Background: an optimization exercise with open tools, aiming at small area and a short achievable clock period. Do not read the settings as production practice.
In this exercise RTL edits were held to simulation tests only and were not proved equivalent to the original.
No activity file was given, so power comes from the tool's default toggle rates.

`flow/run.sh`:
```
#!/bin/bash
# synth_recipe.tcl (not shown) runs the flow's synth.tcl, then flattens the netlist and writes it again
# the make line also repeats each setting of config.mk as NAME=value (left out here)
make -C /OpenROAD-flow-scripts/flow DESIGN_CONFIG=/design/flow/config.mk WORK_HOME=/design/flow/orfs CLKGATE_MAP_FILE= SYNTH_SCRIPT=/design/flow/synth_recipe.tcl finish
```
`flow/config.mk`:
```
export PLATFORM = sky130hd
export DESIGN_NAME = PIPELINED_MUL
export DESIGN_NICKNAME = PIPELINED_MUL
export VERILOG_FILES = /design/flow/design.v
export SDC_FILE = /design/flow/constraint.sdc
export NUM_CORES = 4
export LEC_CHECK = 0
export CAP_MARGIN = 20
export CORE_MARGIN = 2
export CORE_UTILIZATION = 40
export SLEW_MARGIN = 20
```
`flow/constraint.sdc`:
```
create_clock -name core_clock -period 4.2 [get_ports {clk}]
set_input_delay 0.8400 -clock core_clock [delete_from_list [all_inputs] [get_ports {clk}]]
set_output_delay 0.8400 -clock core_clock [all_outputs]
set_load 0.01 [all_outputs]
```
`flow/design.v`:
```
`timescale 1ns / 1ps
module ADDER16BIT(data_out,
                  data0,
                  data1);
parameter n=16;    
output[n:0] data_out;
input[n-1:0] data0,
            data1;
assign data_out={1'b0,data0}+{1'b0,data1};                        
endmodule
`timescale 1ns / 1ps
module MUX17BIT2_1(data_out,
                   data0,
                   data1,
                   sel);
parameter n=16;   
output[n:0] data_out;
input[n:0] data0,        
            data1;
input sel;
assign  data_out=sel?data1:data0;                   
endmodule
`timescale 1ns / 1ps
module SUBMODULE(acc_in,
                 md_in,
                 mr_in,
                 clk,
                 rst,
                 acc_out,
                 md_out,
                 mr_out);
parameter n=16,  
          m=16;  
output [n-1:0] acc_out;
output [n-1:0] md_out;
output [m-1:0] mr_out;
input clk,
      rst;
input[n-1:0] acc_in;
input[n-1:0] md_in;
input[m-1:0] mr_in;
wire[n:0] ad_data_out;
wire[n-1:0] ad_data0,
            ad_data1;
wire[n:0] mux_data_out,
          mux_data0,
          mux_data1;
wire mux_sel;
reg[n-1:0] accumulator,
           multiplicand;
reg[m-1:0] multiplier;
ADDER16BIT ad(.data_out(ad_data_out),
                  .data0(ad_data0),
                  .data1(ad_data1));
assign ad_data0=accumulator;
assign ad_data1=multiplicand;
MUX17BIT2_1 mux(.data_out(mux_data_out),
                   .data0(mux_data0),
                   .data1(mux_data1),
                   .sel(mux_sel)); 
assign mux_data0={1'b0,accumulator};
assign mux_data1=ad_data_out;
assign mux_sel=multiplier[0];
always @(posedge clk)
begin
if(rst)
begin
 accumulator<=16'b0;
 multiplicand<=16'b0;
 multiplier<=16'b0;
end 
else
begin
 accumulator<=acc_in;
 multiplicand<=md_in;
 multiplier<=mr_in;
end
end 
assign acc_out=mux_data_out[16:1];
assign md_out=multiplicand;
assign mr_out={mux_data_out[0],multiplier[15:1]};                          
endmodule
`timescale 1ns / 1ps
module PIPELINED_MUL(Product,
                     clk,
                     rst,
                     multiplicand,
                     multiplier);
parameter n=16,    
          m=16;   
output[n+m-1:0] Product;
input[n-1:0] multiplicand;
input[m-1:0] multiplier;
input clk,
      rst;
wire[n-1:0] m0_acc_in,
            m0_md_in,
            m0_acc_out,
            m0_md_out;
wire[m-1:0] m0_mr_in,
            m0_mr_out;
wire m0_clk,
     m0_rst;  
wire[0:m-1] m_acc_out[n-1:0];
wire[0:m-1] m_md_out[n-1:0];
wire[0:m-1] m_mr_out[m-1:0];   
SUBMODULE m0(.acc_in(m0_acc_in),
                 .md_in(m0_md_in),
                 .mr_in(m0_mr_in),
                 .clk(m0_clk),
                 .rst(m0_rst),
                 .acc_out(m0_acc_out),
                 .md_out(m0_md_out),
                 .mr_out(m0_mr_out)); 
assign m0_acc_in=16'b0;
assign m0_md_in=multiplicand;
assign m0_mr_in=multiplier;
assign m0_clk=clk;
assign m0_rst=rst;  
assign m_acc_out[0]=m0_acc_out;
assign m_md_out[0]=m0_md_out;
assign m_mr_out[0]=m0_mr_out;
genvar i;
generate 
 for(i=1;i<m;i=i+1)
  begin
   SUBMODULE stage( m_acc_out[i-1],  
                m_md_out[i-1],  
                m_mr_out[i-1],  
                clk,            
                rst,            
                m_acc_out[i],   
                m_md_out[i],    
                m_mr_out[i]);    
  end
endgenerate  
assign Product = {m_acc_out[m-1],m_mr_out[m-1]};   
endmodule
```
Fig. 1: metal 2
Bar = 100 um.
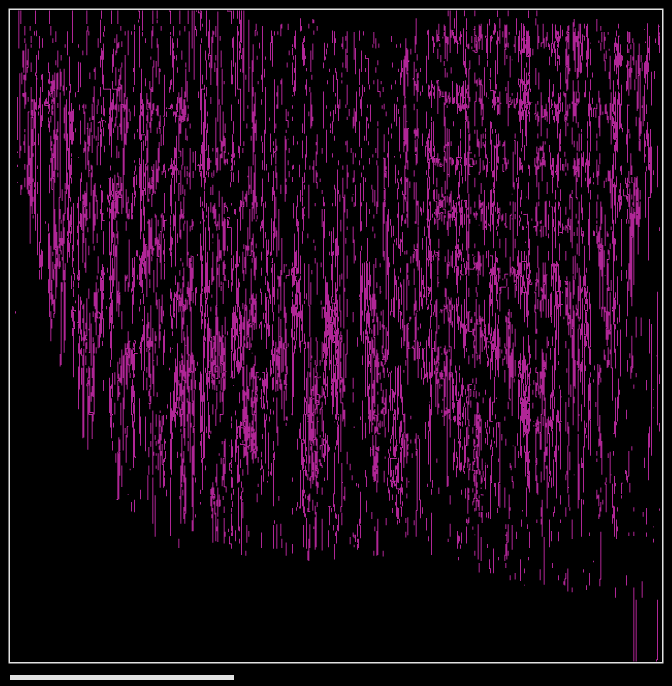
longest straight run: 69.4 um
nets with wire on the layer: 3056
wire length on this layer: 31.8 mm
WL final: 65200 um
via count: 22.9k
grt met2 use: 26.9%

Fig. 2: sequential cells grouped by signal name
Bar = 100 um. Other sequential cells in the stronger gray, the rest of the logic in the fainter gray.
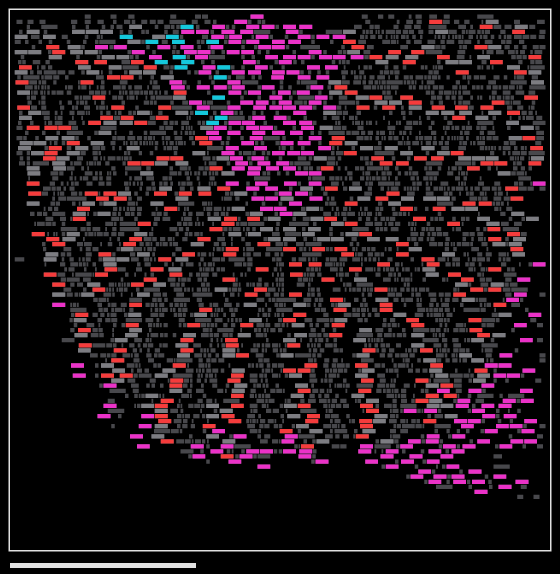
[`m0.multiplier`] cyan | sequential cells: 16
[`genblk1.stage.multiplier`] magenta | sequential cells: 240
[`genblk1.stage.accumulator`] red | sequential cells: 239
not colored: 256
sequential share of cell area: 40.2%
Flop+latch power: 7.21 mW
FF/Latch Area: 0.0150 mm^2
Util after Layout: 45.8%

Fig. 3: logic cells by family
Bar = 100 um.
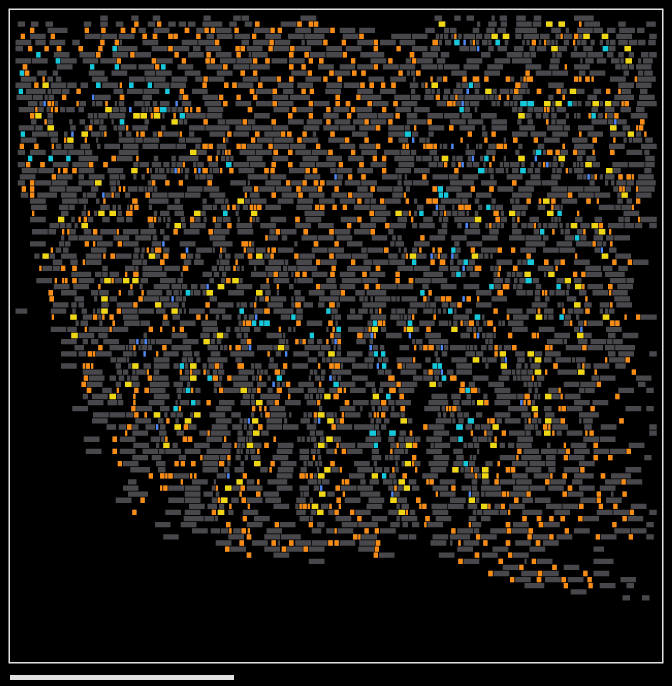
[AND and OR gates] cyan | cells: 89
[NOR gates] orange | cells: 893 | where: all over the die
[XOR/XNOR gates] yellow | cells: 148
[inverters] blue | cells: 58
commonest non-fill, non-tap cell in the layout: dfxtp_1
non-filler cells, final: 4548
fraction of area in multi-input gates: 45.9%

==> reports/summary.txt <==
Unique masters post-synth = 69
Final worst path period need = 4.04 ns
Initial antenna violation count = 1
Critical Path End = Product[29]
DR WL/cell = 14.3 um
Power per cell area = 394 mW/mm^2
Vias in the first global route = 22.3k
Worst slew pin tran = 1.03 ns
Area of the mapped netlist = 0.0329 mm^2
RR Endpoint = genblk1[14].stage.accumulator[9]$_SDFF_PP0_
Critical R2R Launch = genblk1[13].stage.multiplicand[0]$_SDFF_PP0_
Multi-input logic area = 0.0172 mm^2
Synthesized flop and latch total = 751
Core box area = 0.0817 mm^2
DR iter-0 viols = 1108
Fmax = 0.247 GHz
Sequential area share after synthesis = 45.8%
EDFF count, synth = 0
Mean post-synth cell area = 9.75 um^2
Clock skew = 0.0255 ns
Non-clock buffer share = 2.41%
Largest net degree at the start of global routing = 93
Die Height = 291 um
Clock root buffer = clkbuf_16
Nets = 3702
Most frequent cells in the layout = dfxtp_1, nor2b_1, nor2_1
Seq_cells = 751
Clk sink count = 751
Congestion Overflow GR = 0
Leak = 15.5 nW
Hold Violations, Final = 0
CTS Buffer Depth = 3
Peak supply drop = 0.328 mV
Antenna-violating nets left = 0
Multi-input logic cell count = 2431
Die W = 291 um
CTS tree = done
First-pass GRT wire length = 109000 um
Die footprint = 0.0844 mm^2
Status = finished clean
Ranking of synthesized cells by area = dfxtp_1, nor2b_1, ha_1
PortBufs = 65
Max_slew headroom = 31.0%
Top-area cell type share of the netlist area = 45.8%
Max-slew violations = 0
Signal buffers = 93
TritonCTS buffer count = 79
Hold path startpoint = genblk1[14].stage.multiplier[13]$_SDFF_PP0_
Tot Pwr = 14.7 mW
Synth area leader = dfxtp_1
Main synth FF type = dfxtp_1
CP required = 3.36 ns
Rows = 105
Number of diodes = 0
Worst-path fanout max = 2
==> per-stage QoR <==
stage	utilization [%]	worst slack, ns	area [um^2]	hold slack (ns)
final	45.8	0.157	37400	0.432
after global placement	42.3	0.146	34600	0.416
after floorplan	-	0.932	32900	0.414
after global routing	45.8	-0.00947	37400	0.443
after CTS	45.8	0.0131	37400	0.434
after detailed placement	42.3	0.102	34600	0.420
==> Yosys cell counts, types with 26 or more instances <==
| library cell | n |
|---|---|
| mux2i_1 | 110 |
| nand2_1 | 109 |
| nand3_1 | 37 |
| dfxtp_1 | 751 |
| o21ai_0 | 97 |
| inv_1 | 57 |
| nor2_1 | 284 |
| nor2b_1 | 520 |
| a31oi_1 | 39 |
| a21o_1 | 97 |
| o22ai_1 | 26 |
| o21bai_1 | 30 |
| ha_1 | 239 |
| clkbuf_1 | 108 |
| nor3_1 | 34 |
| nand2b_1 | 50 |
| a21oi_1 | 184 |
| xor2_1 | 51 |
| nor3b_1 | 40 |
| a211o_1 | 26 |
| a211oi_1 | 67 |
| xnor2_1 | 97 |
==> routing by layer <==
metal	wire length (um)	part of all wire [%]	vias to the layer above	global-route usage [%]
met5	0	0	-	0
met3	1960	3.0	118	2.18
li1	-	-	11900	-
met1	29900	46	10600	19.1
met4	1550	2.4	0	4.71
met2	31800	49	311	26.9
==> logic make-up (layout without fill, tap and decap cells) <==
kind of cell             count (synthesis)  count (layout)  synth area share, %
AND/OR/NAND/NOR                       1199            1199                 20.0
flip-flops                             751             751                 45.8
AO/OA/AOI/OAI                          703             703                 14.2
adder cells (fa/ha/maj)                254             254                 10.0
buffers and inverters                  187             296                 2.16
XOR/XNOR                               148             148                 3.95
multiplexers                           127             127                 3.93
==> state kept, by name, summed over array words and instances (netlist names) <==
register,count
m0.multiplier,16
genblk1.stage.accumulator,239
m0.multiplicand,16
genblk1.stage.multiplicand,240
genblk1.stage.multiplier,240
==> critical path, stage by stage, from the launching register on <==
cell and delay, ns:
dfxtp_1 0.32, ha_4 0.16, fa_2 0.34, a211o_1 0.33, a21oi_2 0.20, o21ai_2 0.13, a2111oi_4 0.32, o21bai_2 0.12
xor2_1 0.15, mux2_2 0.26, clkdlybuf4s15_2 0.23
==> power by group <==
group,switching (mW),internal (mW)
clock network,2.93,4.30
logic,0.182,0.112
registers,0.0322,7.18
total,3.15,11.6

port drivers added, routing unchanged:
How much do the figures lean on ideal ports? The routed layout below was timed once more, with nothing changed but the port constraints. Step 1 sets driving cells, clkbuf_16 on the clock port and buf_2 on the other inputs (assumed; they add their load-dependent delay and slew). Step 2, shift: input delay + t, output delay - t, t = (earliest + latest rising clock arrival at the registers) / 2. This alone moves slack from input paths to output paths. a / b / c = no drivers / after step 1 / after step 2; a / b = the first two.
t, ns: 0.682
setup WS [ns]: 0.157 / 0.096 / 0.778
worst data-port slew with drivers (ns): 0.05
After both steps this run still meets setup and hold. For this run, drivers alone change the setup slack by -0.061 ns; drivers and shift together by +0.621 ns.
